From an optimization exercise on the open Yosys and OpenROAD flow, aimed at small area; shortcuts taken in it are not production practice. Function was checked by simulation only, so behaviour that the tests miss may differ from the original. Some runs may be left out. An edit can pass the tests and still lose a function that they never use.

==> flow/design.v, too long to show whole: its modules and the start of the top module <==
// module FullyConnectedLayer: 8950 lines
// module FA: 4 lines
// module PPSEL: 3 lines
// module AOI22: 3 lines
// module AOI21B: 3 lines
// module PPSEL2: 3 lines
// module TRIPLE: 3 lines
// module ADD8: 3 lines
module FullyConnectedLayer #(
    parameter N = 8,              
    parameter M = 4               
) (
    input clk,                    
    input rst_n,                  
    input [N*8-1:0] input_data,      
    input [M*N*8-1:0] weights,       
    input [M*8-1:0] biases,          
    output reg [M*8-1:0] output_data   
);
  // ...
==> flow/flow/run.sh <==
#!/bin/bash
# Own layout flow: the standard flow (standard.sh), with two changes:
#  1. after the standard synthesis, combinational cells that synthesis mapped at a
#     higher drive strength are put back to the smallest drive strength of the
#     same function (the later timing repair sizes up whatever needs it);
#  2. the port buffers that placement adds use the smallest buffer cell.
set -euo pipefail
R=orfs/results/sky130hd/FullyConnectedLayer/base
PORTBUF="BUFFER_PORTS_ARGS=-buffer_cell sky130_fd_sc_hd__buf_1"
bash standard.sh "$PORTBUF" synth > flow_synth.log 2>&1
python3 flow/downsize.py $R/1_2_yosys.v > flow_downsize.log 2>&1
rm -f $R/1_synth.odb $R/1_synth.sdc
bash standard.sh "$PORTBUF" finish > flow_finish.log 2>&1
==> flow/flow/downsize.py <==
"""Rewrite a mapped sky130hd netlist in place: each combinational cell whose type has a
smaller drive strength of the same function (same pins) is changed to the smallest one.
Flip-flops, buffers, inverters, clock cells and tie cells are left alone."""
import re
import sys

path = sys.argv[1]
src = open(path).read()
SMALLEST = {
    'a21boi': '0', 'a21oi': '1', 'a21o': '1', 'a22oi': '1', 'a22o': '1', 'a211oi': '1',
    'a211o': '1', 'a31oi': '1', 'a31o': '1', 'a311oi': '1', 'a311o': '1', 'a41oi': '1',
    'and2': '0', 'and3': '1', 'and4': '1', 'nand2': '1', 'nand3': '1', 'nand4': '1',
    'nand2b': '1', 'nand3b': '1', 'nor2': '1', 'nor3': '1', 'nor4': '1', 'nor2b': '1',
    'nor3b': '1', 'nor4b': '1', 'o21ai': '0', 'o21a': '1', 'o21bai': '1', 'o211ai': '1',
    'o211a': '1', 'o22ai': '1', 'o22a': '1', 'o31ai': '1', 'o31a': '1', 'o311a': '1',
    'o311ai': '0', 'or2': '0', 'or3': '1', 'or4': '1', 'xor2': '1', 'xnor2': '1',
    'xnor3': '1', 'xor3': '1', 'mux2i': '1', 'mux2': '1', 'maj3': '1', 'fa': '1', 'ha': '1',
    'a2111oi': '0', 'a221oi': '1', 'a222oi': '1',
}
count = {}


def repl(m):
    base, size = m.group(1), m.group(2)
    if base in SMALLEST and size != SMALLEST[base]:
        count[m.group(0)] = count.get(m.group(0), 0) + 1
        return 'sky130_fd_sc_hd__%s_%s ' % (base, SMALLEST[base])
    return m.group(0)


out = re.sub(r'\bsky130_fd_sc_hd__([a-z0-9]+)_(\d+) ', repl, src)
open(path, 'w').write(out)
for k, v in sorted(count.items()):
    print(v, k)
==> flow/standard.sh <==
#!/bin/bash
# synth_recipe.tcl (not shown) runs the flow's synth.tcl, then flattens the netlist and writes it again
# the make line also repeats each setting of config.mk as NAME=value (left out here)
make -C /OpenROAD-flow-scripts/flow DESIGN_CONFIG=/design/flow/config.mk WORK_HOME=/design/flow/orfs CLKGATE_MAP_FILE= SYNTH_SCRIPT=/design/flow/synth_recipe.tcl "${@:-finish}"
==> flow/config.mk <==
export PLATFORM = sky130hd
export DESIGN_NAME = FullyConnectedLayer
export DESIGN_NICKNAME = FullyConnectedLayer
export VERILOG_FILES = /design/flow/design.v
export SDC_FILE = /design/flow/constraint.sdc
export NUM_CORES = 4
export LEC_CHECK = 0
export CAP_MARGIN = 20
export CORE_MARGIN = 2
export CORE_UTILIZATION = 45
export SLEW_MARGIN = 20
export SYNTH_HIERARCHICAL = 1
==> flow/constraint.sdc <==
create_clock -name core_clock -period 12.0 [get_ports {clk}]
set_input_delay 2.4000 -clock core_clock [delete_from_list [all_inputs] [get_ports {clk}]]
set_output_delay 2.4000 -clock core_clock [all_outputs]
set_load 0.01 [all_outputs]
### Cell classes on the final placement, run 1

The bar under the picture is 100 um long. Fill, decap, tap and diode cells in grey.
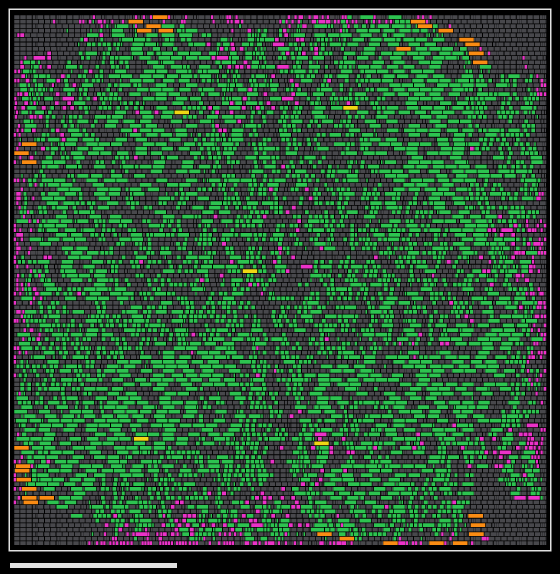
- clock drivers: yellow (cells 5; share of their area 0.25%)
- remaining buffers and delay cells: magenta (cells 631; share of their area 7.1%)
- sequential cells: orange (cells 32; share of their area 1.6%)
- combinational and other logic: green (cells 4228; share of their area 91%)
sequential share of cell area: 1.55%
Final Util: 50.8%
# rows: 117
design area: 0.0516 mm2

### Cell outlines without signal wires, run 1

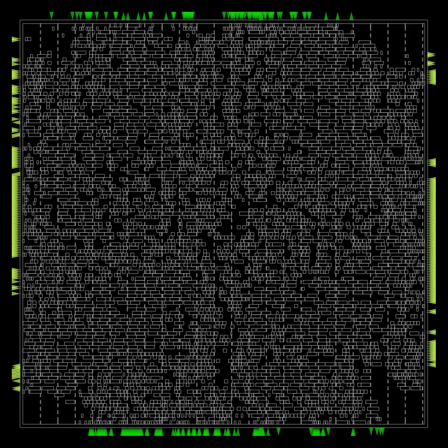
Layout Cells excl Fill: 6285
CORE AREA: 0.102 mm2
count of flip-flops and latches: 32
# fillers: 9564
tap cells: 1368

### Metal layers overlaid, run 1

The bar under the picture is 100 um long.
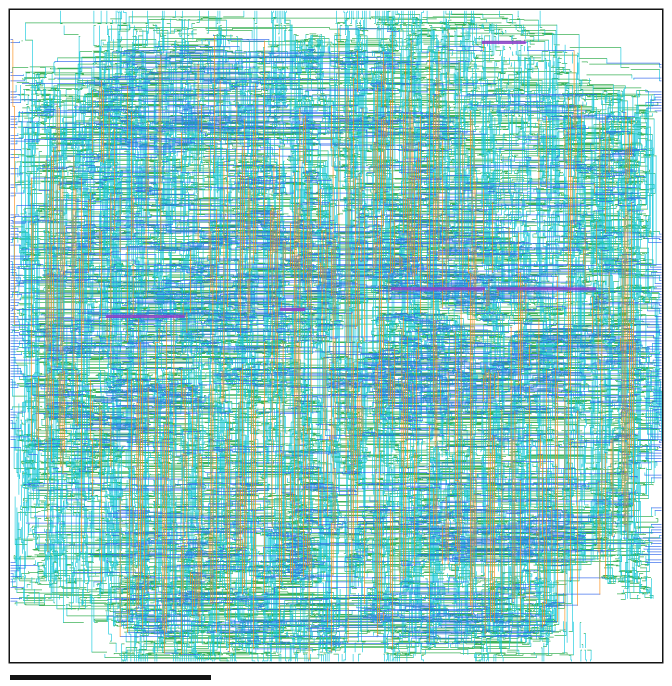
- metal 1: green (wire length 89.3 mm)
- metal 4: orange (wire length 21.4 mm)
- metal 2: cyan (wire length 103 mm)
- metal 5: purple (wire length 162 um)
- metal 3: blue (wire length 37.6 mm)
Tot GR Track Use: 48.0%
final WL: 252 mm
WL/cell: 40.0 um
vias: 45500

==> impl_metrics.env, run 1 <==
export IMPL_status="complete, no violations"
export IMPL_nNonClkBuffers=631
export IMPL_drive_gt1_share_pct=7.11
export IMPL_first_pass_iters=10
export IMPL_area_share_clock_buf_inv_pct=0.243
export IMPL_setup_tns_ps=0
export IMPL_io_buffers=385
export IMPL_top_layer_used="met5"
export IMPL_htree_levels=2
export IMPL_cts_buffers=5
export IMPL_clockBufferDepth=2
export IMPL_max_clock_freq_ghz=0.0876
export IMPL_yosys_warnings=7
export IMPL_wl_met3_mm=37.6
export IMPL_die_area_mm2=0.105
export IMPL_clock_sinks=32
export IMPL_clkTransAtPathRegs_ps=70
export IMPL_grt_busiest_layer="met2"
export IMPL_drcViolationCount=0
export IMPL_syn_to_final_growth_pct=12.1
export IMPL_buffer_area_share_pct=6.90
export IMPL_multi_input_area_share_pct=87.1
export IMPL_ant_nets=0
export IMPL_antenna_cells=21
export IMPL_die_h_um=324
export IMPL_placed_area_mm2=0.0514
export IMPL_post_cts_resized=0
export IMPL_syn_avg_cell_area_um2=10.7
export IMPL_io_pins=386
export IMPL_finalWeightedCongestion=1.11
export IMPL_slowest_delay_ps=640
export IMPL_hp_class="in2async"
export IMPL_cts_tree="done"
export IMPL_via_per_inst=7.23
export IMPL_drtIter0Drc=7529
export IMPL_largest_register_ffs=32
export IMPL_critPathLaunchType="primary input"
export IMPL_n_clock_buffer=5
export IMPL_cpMostUsedCell="fa_1"
export IMPL_grt_pass1_vias=44900
export IMPL_met1_length_mm=89.3
export IMPL_hpwlAfterDp_mm=204
export IMPL_grtUsageMet1_pct=60.3
export IMPL_inverters=104
export IMPL_path_class="in2reg"
export IMPL_crit_path_end_kind="register"
export IMPL_cts_setup_buffers=0
export IMPL_synth_net_count=5902
export IMPL_cp_max_fo=11
export IMPL_grt_use_met2_pct=67.8
export IMPL_seq_area_um2=801
export IMPL_die_w_um=324
export IMPL_overflow=0
export IMPL_initial_core_util_pct=45.3
export IMPL_worst_path_max_delay_cell="a21boi_0"
export IMPL_dominant_cells="multi-input gates"
export IMPL_wl_met2_mm=103
export IMPL_finalHoldViolations=0
export IMPL_worstPathArrival_ps=11670
export IMPL_grt_pass1_wl_mm=345
-- run 1: layout by cell type, fill, tap and decap left out, drive strengths merged --
cell type  count
dfrtp         32
o21bai         8
nor2b        256
nor2          12
xnor3         16
buf          566
nand3         48
nand2        232
a21oi         40
xnor2         68
or2           16
a2111oi        8
xor2          20
nor4           8
a21o          24
fa          1168
clkbuf        70
and2         128
a31oi         16
a311o          8
diode         21
o21ai         16
ha            88
nor3b         16
inv          104
a21boi       896
a22oi       1024
o311a          8
-- run 1: per-stage QoR --
stage	hold WS, ps	setup WS, ps	cells
after floorplan	2100	1250	4292
after global placement	2560	517	6259
after detailed placement	2560	444	6259
after CTS	2170	804	6264
after global routing	2200	363	6270
final	2140	583	6285
-- run 1: critical path: cells and delay by family --
family | cells | cell delay [ps]
AO/OA/AOI/OAI | 4 | 1400
adder cells (fa/ha/maj) | 15 | 6100
buffers and inverters | 5 | 770
AND/OR/NAND/NOR | 1 | 90
XOR/XNOR | 4 | 880
==> run 2: too many edits to list; what changed since run 1 <==
flow/design.v: 8972 -> 8978 lines; modules unchanged: 7
  FullyConnectedLayer: edited, 8950 -> 8950 lines
  AO22: new, 3 lines
  AOI21: new, 3 lines
==> module AOI21 as of run 2 <==
module AOI21 (input a1, input a2, input b, output y);
  assign y = ~((a1 & a2) | b);
endmodule
==> module AO22 as of run 2 <==
module AO22 (input a1, input a2, input b1, input b2, output y);
  assign y = (a1 & a2) | (b1 & b2);
endmodule
### M2 wires, run 2

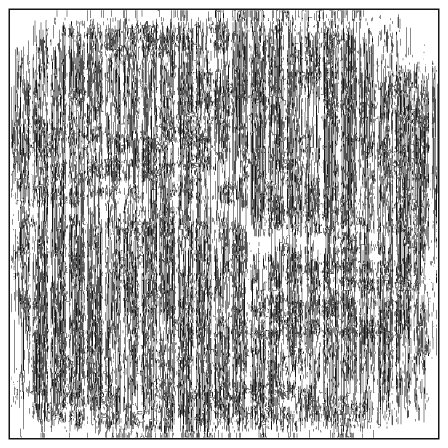
- wire length on this layer: 103 mm
- longest straight run: 94.2 um
- main direction: vertical
- share of all routed wire: 41%
grt met2 use: 69.2%
final WL: 253 mm

### Cell classes on the final placement, run 2

The bar under the picture is 100 um long. Fill, decap, tap and diode cells in grey.
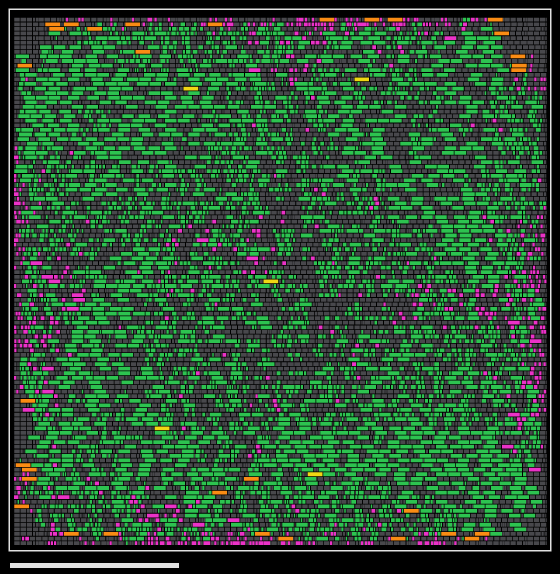
- combinational and other logic: green (cells 4228; share of their area 90%)
- sequential cells: orange (cells 32; share of their area 1.6%)
- remaining buffers and delay cells: magenta (cells 641; share of their area 7.6%)
- clock drivers: yellow (cells 5; share of their area 0.26%)

==> run 2 against run 1 <==
Still clean on timing, DRC and antenna; count of clock-buffer cells in the layout did not move; worst setup slack improved by 35 ps; critical path depth fell by 1; cell count fell by 1.2%; synthesized cell count did not move; utilization rose by 0.42 points; non-clock buffer count rose by 10.
==> impl_metrics.env, run 2 <==
export IMPL_io_pins=386
export IMPL_io_buffers=385
export IMPL_worst_pin_slew_ps=1210
export IMPL_utilization_pct=51.2
export IMPL_finalWeightedCongestion=1.05
export IMPL_seq_share_pct=1.58
export IMPL_multi_input_cells=4124
export IMPL_grt_busiest_layer="met2"
export IMPL_use_met3_pct=20.0
export IMPL_post_route_period_util_pct=94.9
export IMPL_final_nets=6518
export IMPL_clkTransAtPathRegs_ps=80
export IMPL_cp_max_fo=8
export IMPL_period_needed_ps=11380
export IMPL_setup_ws_ps=618
export IMPL_via_per_inst=7.43
export IMPL_sequential_cell_total=32
export IMPL_first_pass_iters=10
export IMPL_cts_buffers=5
export IMPL_drv_slew=0
export IMPL_antenna_cells=18
export IMPL_place_ws_ps=528
export IMPL_clock_sinks=32
export IMPL_drive_gt1_share_pct=7.30
export IMPL_die_area_mm2=0.102
export IMPL_rsz0062_at_grt="no"
export IMPL_clockBufferDepth=2
export IMPL_hpwlAfterDp_mm=204
export IMPL_fill_cells=9208
export IMPL_cts_root_buf="clkbuf_16"
export IMPL_seq_area_um2=801
export IMPL_grt_max_degree=37
export IMPL_synth_net_count=5902
export IMPL_area_share_clock_buf_inv_pct=0.248
export IMPL_dominant_cells="multi-input gates"
export IMPL_top_layer_used="met5"
export IMPL_cp_required_ps=12240
export IMPL_buffer_area_share_pct=7.39
export IMPL_critPathLaunchType="primary input"
export IMPL_hp_class="in2async"
export IMPL_grt_pass1_vias=45200
export IMPL_overflow=0
export IMPL_layoutNonFillerInstCount=6211
export IMPL_placedCellCount=6188
export IMPL_largest_register_ffs=32
export IMPL_ant_nets=0
export IMPL_grt_pass1_wl_mm=348
export IMPL_synth_area_mm2=0.0449
export IMPL_setup_viol=0
export IMPL_max_clock_freq_ghz=0.0879
export IMPL_path_class="in2reg"
export IMPL_nNonClkBuffers=641
export IMPL_finalHoldViolations=0
export IMPL_rows=115
export IMPL_slew_headroom_pct=19.6
export IMPL_cts_hold_buf=0
export IMPL_initial_core_util_pct=45.5
export IMPL_wl_met3_mm=39.0
export IMPL_cts_setup_buffers=0
export IMPL_htree_levels=2
export IMPL_wl_met2_mm=103
export IMPL_wl_per_cell_um=40.7
export IMPL_drtIter0Drc=7870
export IMPL_drcViolationCount=0
export IMPL_status="complete, no violations"
export IMPL_multi_input_area_mm2=0.0438
export IMPL_worstPathArrival_ps=11620
export IMPL_inverters=104
export IMPL_syn_avg_cell_area_um2=10.5
export IMPL_cap_violations=0
export IMPL_antenna_found_initial=29
export IMPL_post_cts_resized=0
export IMPL_syn_to_final_growth_pct=12.5
export IMPL_die_h_um=320
export IMPL_n_clock_buffer=5
export IMPL_yosys_warnings=7
export IMPL_cts_tree="done"
export IMPL_core_mm2=0.0987
export IMPL_tap_cell_count=1287
export IMPL_multi_input_area_share_pct=86.7
export IMPL_final_cell_mix="fa_1 (1168), a21oi_1 (936), a22o_1 (896)"
export IMPL_final_common_cell="fa_1"
export IMPL_die_w_um=320
export IMPL_setup_tns_ps=0
export IMPL_crit_path_end_kind="register"
export IMPL_netlist_instances=4292
export IMPL_grtUsageMet1_pct=63.2
### The routed nets, run 2

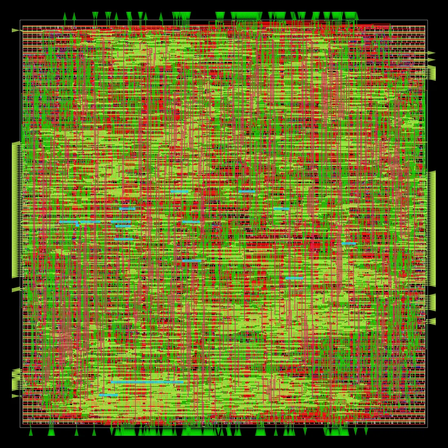
vias: 46200
met1 wire length: 91.4 mm
Tot GR Track Use: 49.1%

-- run 2: cell count changes in the layout (fill, tap and decap cells not counted), moves of 3 or more --
cell      delta
buf_12       +8
a21oi_1    +896
diode_2      -3
a22o_1     +896
a22oi_1    -896
a21boi_0   -896
-- run 2: critical path, stage by stage --
cell and delay (ps):
clkbuf_2 170, ha_1 380, a21oi_1 310, a2111oi_0 170
a31oi_1 160, o311a_1 990, a22oi_1 280, fa_1 540
fa_1 560, fa_1 580, fa_1 430, fa_1 510
fa_1 430, fa_1 450, fa_1 440, inv_1 70
ha_1 140, inv_1 50, fa_1 380, fa_1 390
fa_1 430, inv_1 90, ha_1 160, ha_1 180
xnor2_1 140, xnor2_1 140, xnor3_1 420, xnor3_1 180
-- run 2: stage by stage --
stage               area, um2  hold slack (ps)
global route            50500             2220
CTS                     50500             2170
finish                  50500             2180
detailed placement      50400             2570
global placement        50400             2560
floorplan               44900             2100
==> run 3, diff against run 2 <==
--- a/flow/config.mk
+++ b/flow/config.mk
@@ -5,8 +5,8 @@
 export SDC_FILE = /design/flow/constraint.sdc
 export NUM_CORES = 4
 export LEC_CHECK = 0
-export CAP_MARGIN = 20
+export CAP_MARGIN = 5
 export CORE_MARGIN = 2
 export CORE_UTILIZATION = 45
-export SLEW_MARGIN = 20
+export SLEW_MARGIN = 5
 export SYNTH_HIERARCHICAL = 1
### Cell outlines without signal wires, run 3

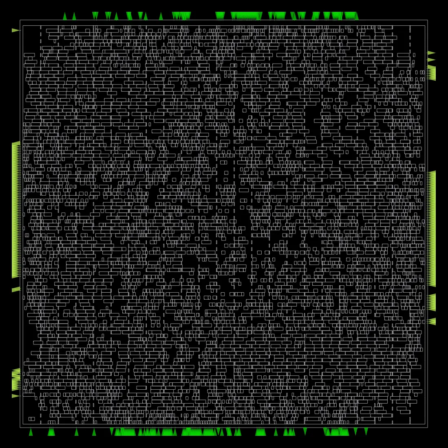
# fillers: 9208
Layout Cells excl Fill: 6211
tap cells: 1287
Final Util: 51.2%
CORE AREA: 0.0987 mm2

### Wires at chosen ports, followed through buffers, run 3

The bar under the picture is 100 um long.
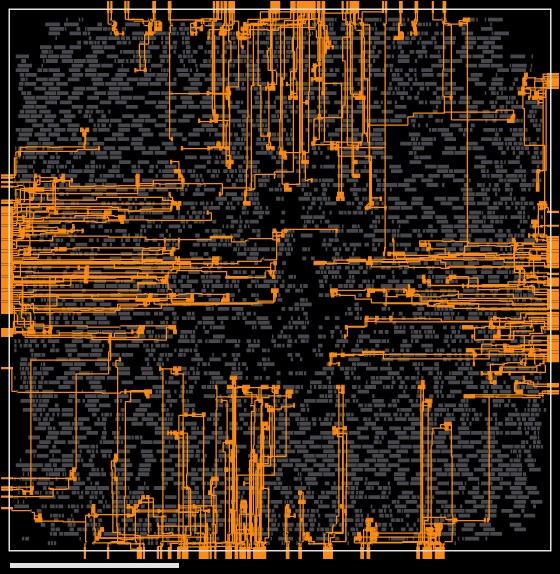
- weights: orange (bits 256; direction input; edge 72 bottom, 63 left, 61 right, 60 top; end cells 544; buffers 256; wire 21.4 mm)

==> run 3 against run 2 <==
First-iteration DRC count unchanged; die area unchanged; highest routed layer unchanged; flip-flop and latch count unchanged.
==> impl_metrics.env, run 3 <==
export IMPL_overflow=0
export IMPL_initial_core_util_pct=45.5
export IMPL_largest_register_ffs=32
export IMPL_synth_area_mm2=0.0449
export IMPL_cts_hold_buf=0
export IMPL_post_route_period_util_pct=94.9
export IMPL_num_vias=46200
export IMPL_max_clock_freq_ghz=0.0879
export IMPL_post_cts_resized=0
export IMPL_yosys_warnings=7
export IMPL_period_needed_ps=11380
export IMPL_via_per_inst=7.43
export IMPL_worst_path_max_delay_cell="o311a_1"
export IMPL_cap_violations=0
export IMPL_cts_setup_buffers=0
export IMPL_clkTransAtPathRegs_ps=80
export IMPL_critPathLaunchType="primary input"
export IMPL_drtIter0Drc=7870
export IMPL_final_common_cell="fa_1"
export IMPL_clock_sinks=32
export IMPL_io_buffers=385
export IMPL_cp_buffers_inverters=4
export IMPL_cp_top_family="adder cells"
export IMPL_grt_pass1_vias=45200
export IMPL_worstPathArrival_ps=11620
export IMPL_slew_headroom_pct=19.6
export IMPL_syn_to_final_growth_pct=12.5
export IMPL_cts_tree="done"
export IMPL_final_nets=6518
export IMPL_status="complete, no violations"
export IMPL_crit_cells=28
export IMPL_io_pins=386
export IMPL_worst_pin_slew_ps=1210
export IMPL_die_w_um=320
export IMPL_rows=115
export IMPL_routed_wl_mm=253
export IMPL_crit_path_end_kind="register"
export IMPL_ant_nets=0
export IMPL_first_pass_iters=10
export IMPL_synth_net_count=5902
export IMPL_final_cell_mix="fa_1 (1168), a21oi_1 (936), a22o_1 (896)"
export IMPL_clockBufferDepth=2
export IMPL_finalHoldViolations=0
export IMPL_setup_viol=0
export IMPL_htree_levels=2
export IMPL_hp_class="in2async"
export IMPL_globalRouteTotalUtil_pct=49.1
export IMPL_hpwlAfterDp_mm=204
export IMPL_die_area_mm2=0.102
export IMPL_drv_slew=0
export IMPL_slowest_delay_ps=990
export IMPL_cp_max_fo=8
export IMPL_antenna_found_initial=29
export IMPL_rsz0062_at_grt="no"
export IMPL_cts_root_buf="clkbuf_16"
export IMPL_cpMostUsedCell="fa_1"
export IMPL_grt_pass1_wl_mm=348
export IMPL_drive_gt1_share_pct=7.30
export IMPL_finalWeightedCongestion=1.05
export IMPL_syn_avg_cell_area_um2=10.5
export IMPL_die_h_um=320
export IMPL_path_class="in2reg"
export IMPL_cp_required_ps=12240
export IMPL_drcViolationCount=0
export IMPL_grt_max_degree=37
export IMPL_setup_tns_ps=0
export IMPL_cts_buffers=5
export IMPL_netlist_instances=4292
### Metal layers overlaid, run 3

The bar under the picture is 100 um long.
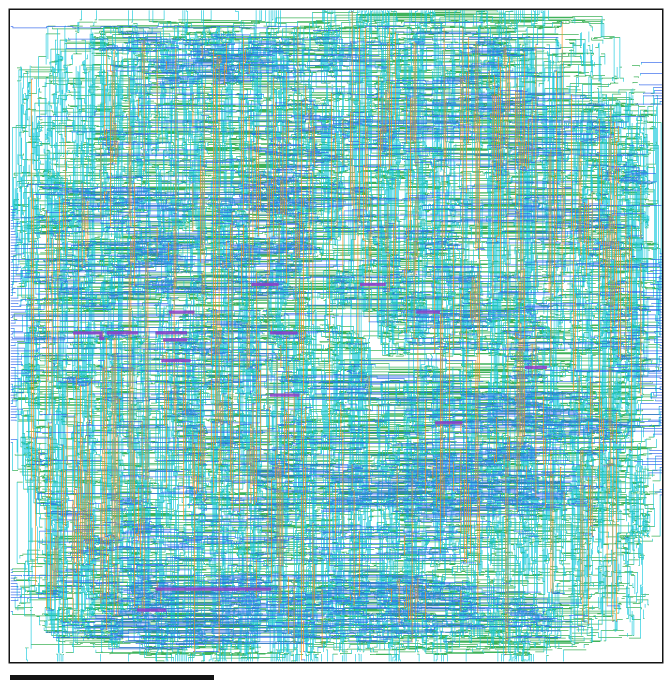
- metal 1: green (wire length 91.4 mm)
- metal 2: cyan (wire length 103 mm)
- metal 4: orange (wire length 19100 um)
- metal 5: purple (wire length 225 um)
- metal 3: blue (wire length 39.0 mm)
WL/cell: 40.7 um

==> run 3: metrics by stage <==
stage | cell area [um2] | setup slack [ps] | hold slack (ps) | utilization, % | std cells
final | 50500 | 618 | 2180 | 51.2 | 6211
after global routing | 50500 | 421 | 2220 | 51.2 | 6196
after CTS | 50500 | 870 | 2170 | 51.2 | 6193
after detailed placement | 50400 | 528 | 2570 | 51.0 | 6188
after global placement | 50400 | 560 | 2560 | 51.0 | 6188
after floorplan | 44900 | 1250 | 2100 | - | 4292
==> run 3: routing by layer <==
layer / vias up / track usage [%] / share of wire (%)
met5: - / 0.898 / 0.089
met4: 30 / 29.0 / 7.5
met3: 994 / 20.0 / 15
met2: 4446 / 69.2 / 41
met1: 23300 / 63.2 / 36
li1: 17400 / - / -
==> run 3: area by class of cell <==
class | instances | area (um2)
Fill cell | 9208 | 48200
Multi-Input combinational cell | 4124 | 43800
Timing Repair Buffer | 641 | 3740
Tap cell | 1287 | 1610
Sequential cell | 32 | 801
Inverter | 104 | 390
Clock buffer | 5 | 125
Antenna cell | 18 | 45.0
==> run 4, diff against run 3 <==
--- a/flow/design.v
+++ b/flow/design.v
@@ -8974,5 +8974,7 @@
   assign s = ~(a + b + 8'd1);
 endmodule
 module TRIPLE (input [7:0] x, output [9:0] t);
-  assign t = {2'b00, x} + {1'b0, x, 1'b0};
+  wire [4:0] lo = {1'b0, x[3:0]} + {1'b0, x[2:0], 1'b0};
+  wire [5:0] hi = {2'b0, x[7:4]} + {1'b0, x[7:3]} + {5'b0, lo[4]};
+  assign t = {hi, lo[3:0]};
 endmodule
--- a/flow/config.mk
+++ b/flow/config.mk
@@ -5,8 +5,8 @@
 export SDC_FILE = /design/flow/constraint.sdc
 export NUM_CORES = 4
 export LEC_CHECK = 0
-export CAP_MARGIN = 5
+export CAP_MARGIN = 20
 export CORE_MARGIN = 2
 export CORE_UTILIZATION = 45
-export SLEW_MARGIN = 5
+export SLEW_MARGIN = 20
 export SYNTH_HIERARCHICAL = 1
### Wires at chosen ports, followed through buffers, run 4

The bar under the picture is 100 um long.
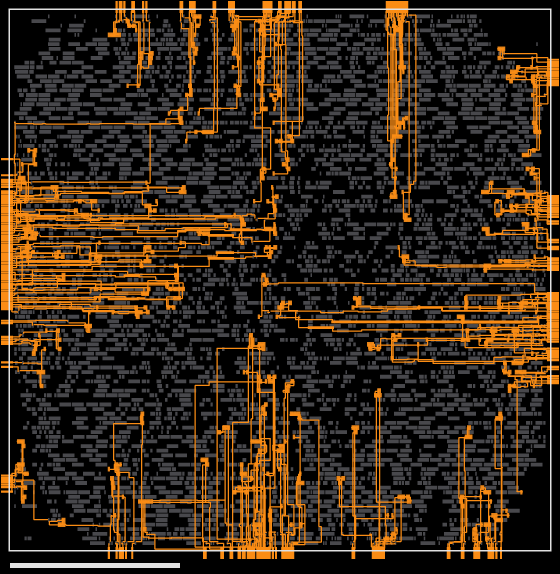
- weights: orange (bits 256; direction input; edge 73 left, 68 right, 65 bottom, 50 top; end cells 544; buffers 256; wire 18300 um)

### Metal layers overlaid, run 4

The bar under the picture is 100 um long.
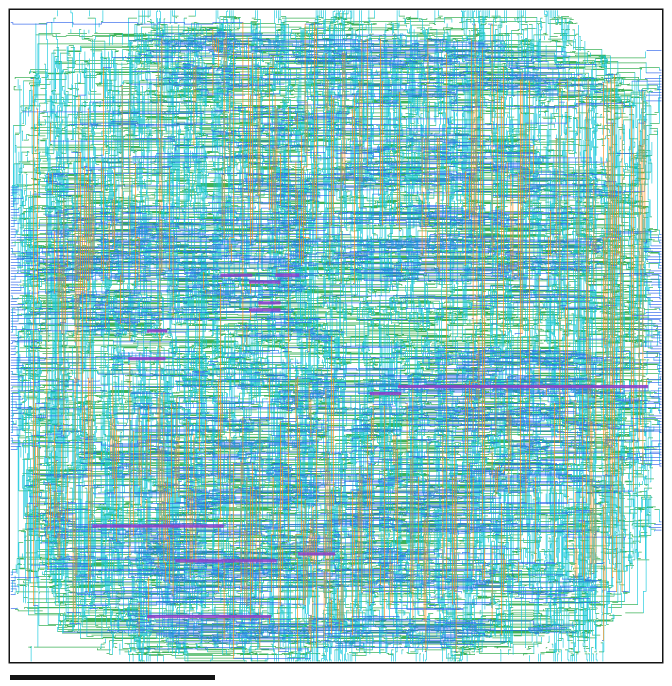
- metal 5: purple (wire length 406 um)
- metal 2: cyan (wire length 96.4 mm)
- metal 4: orange (wire length 19100 um)
- metal 3: blue (wire length 39.9 mm)
- metal 1: green (wire length 87.8 mm)
vias: 44400
WL/cell: 40.0 um
Tot GR Track Use: 47.7%

==> run 4 against run 3 <==
Flip-flop and latch count stayed put; utilization is 0.31 points lower; still clean; sequential share of layout area about the same; critical path type unchanged; non-clock buffer count shrank 6.
==> impl_metrics.env, run 4 <==
export IMPL_grtUsageMet1_pct=62.2
export IMPL_seq_share_pct=1.61
export IMPL_setup_viol=0
export IMPL_hp_class="in2async"
export IMPL_post_route_period_util_pct=97.1
export IMPL_n_clock_buffer=5
export IMPL_initial_core_util_pct=45.3
export IMPL_multi_input_area_share_pct=86.8
export IMPL_antenna_cells=6
export IMPL_netlist_instances=4180
export IMPL_place_ws_ps=-34.1
export IMPL_finalWeightedCongestion=1.07
export IMPL_overflow=0
export IMPL_drv_slew=0
export IMPL_via_per_inst=7.30
export IMPL_worst_path_max_delay_cell="fa_1"
export IMPL_slowest_delay_ps=550
export IMPL_final_common_cell="fa_1"
export IMPL_area_share_clock_buf_inv_pct=0.251
export IMPL_cp_max_fo=4
export IMPL_cts_tree="done"
export IMPL_rows=115
export IMPL_synth_area_mm2=0.0444
export IMPL_cp_required_ps=12220
export IMPL_period_needed_ps=11650
export IMPL_tap_cell_count=1287
export IMPL_clock_sinks=32
export IMPL_cp_buffers_inverters=5
export IMPL_setup_ws_ps=347
export IMPL_critPathLaunchType="primary input"
export IMPL_grt_pass1_wl_mm=335
export IMPL_use_met3_pct=20.9
export IMPL_core_mm2=0.0980
export IMPL_max_clock_freq_ghz=0.0858
export IMPL_status="complete, no violations"
export IMPL_syn_avg_cell_area_um2=10.6
export IMPL_routed_wl_mm=244
export IMPL_nNonClkBuffers=635
export IMPL_fill_cells=9316
export IMPL_cap_violations=0
export IMPL_syn_to_final_growth_pct=12.4
export IMPL_cts_buffers=5
export IMPL_grt_busiest_layer="met2"
export IMPL_crit_path_end_kind="register"
export IMPL_die_area_mm2=0.101
export IMPL_cts_root_buf="clkbuf_16"
export IMPL_synth_net_count=5798
export IMPL_largest_register_ffs=32
export IMPL_grt_use_met2_pct=64.7
export IMPL_multi_input_cells=4012
export IMPL_antenna_found_initial=16
export IMPL_io_buffers=385
export IMPL_final_cell_mix="fa_1 (1184), a21oi_1 (912), a22o_1 (896)"
export IMPL_buffer_area_share_pct=7.28
export IMPL_finalHoldViolations=0
export IMPL_drcViolationCount=0
export IMPL_hpwlAfterDp_mm=197
export IMPL_clockBufferDepth=2
export IMPL_htree_levels=2
export IMPL_crit_cells=32
export IMPL_slew_headroom_pct=24.0
export IMPL_final_nets=6408
export IMPL_multi_input_area_mm2=0.0433
### The routed nets, run 4

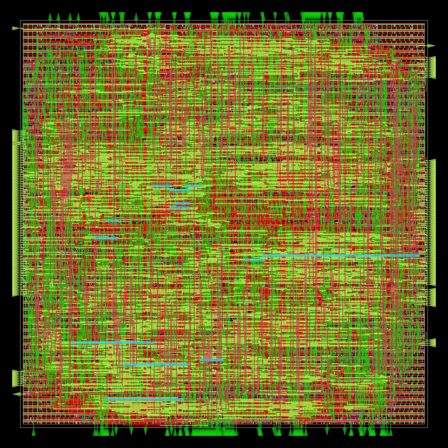
metal3 WL: 39.9 mm
met1 wire length: 87.8 mm
Max Used Layer: met5
met2 wire length: 96.4 mm

==> run 4: cell count changes in the layout (fill, tap and decap cells not counted), moves of 12 or more <==
cell and delta:
a31oi_1 -16, o21ai_0 -16, diode_2 -12, a21oi_1 -24, nor3b_1 -16, fa_1 +16
==> run 4: repair_timing <==
action	4_1_cts	5_1_grt
endpoints found under the hold margin	0	0
gates resized for setup	0	1
setup endpoints to repair	0	3
==> run 4: per-stage QoR <==
step	instance area (um2)	utilization (%)	cells	hold slack [ps]
global placement	49700	50.7	6070	2540
detailed placement	49700	50.7	6070	2550
floorplan	44400	-	4180	2100
finish	49900	50.9	6081	2180
global route	49800	50.9	6075	2230
CTS	49800	50.9	6075	2180
==> run 4: metal layers <==
layer | vias up | part of all wire, %
met5 | - | 0.17
met2 | 4281 | 40
met1 | 22500 | 36
li1 | 16800 | -
met4 | 26 | 7.8
met3 | 820 | 16

[separate check: timing with driven ports]
In the flow no input, the clock included, has a driving cell. The finished layouts below were timed again as built, in two steps.
Step 1 sets driving cells, clkbuf_16 on the clock port and buf_2 on the other inputs (assumed; they add their load-dependent delay and slew).
Step 2 also shifts input and output timing later by t, the mid clock arrival at the registers, as if the neighbouring blocks saw the same clock.
Three values: no drivers, after step 1, after step 2; two values: the first two.
| run | shift t [ns] | setup slack, ns | worst setup path at the end |
|---|---|---|---|
| run 1 | 0.436 | 0.583 / 0.627 / 0.191 | input to register |
| run 2 | 0.443 | 0.618 / 0.674 / 0.231 | input to register |
| run 3 | 0.443 | 0.618 / 0.674 / 0.231 | input to register |
| run 4 | 0.414 | 0.347 / 0.391 / -0.024 | input to register |
Met with ideal ports but missed after step 2: setup timing in run 4. The setup slack of run 1, which loses most, moves by +0.044 ns with the drivers and by -0.392 ns with both steps.
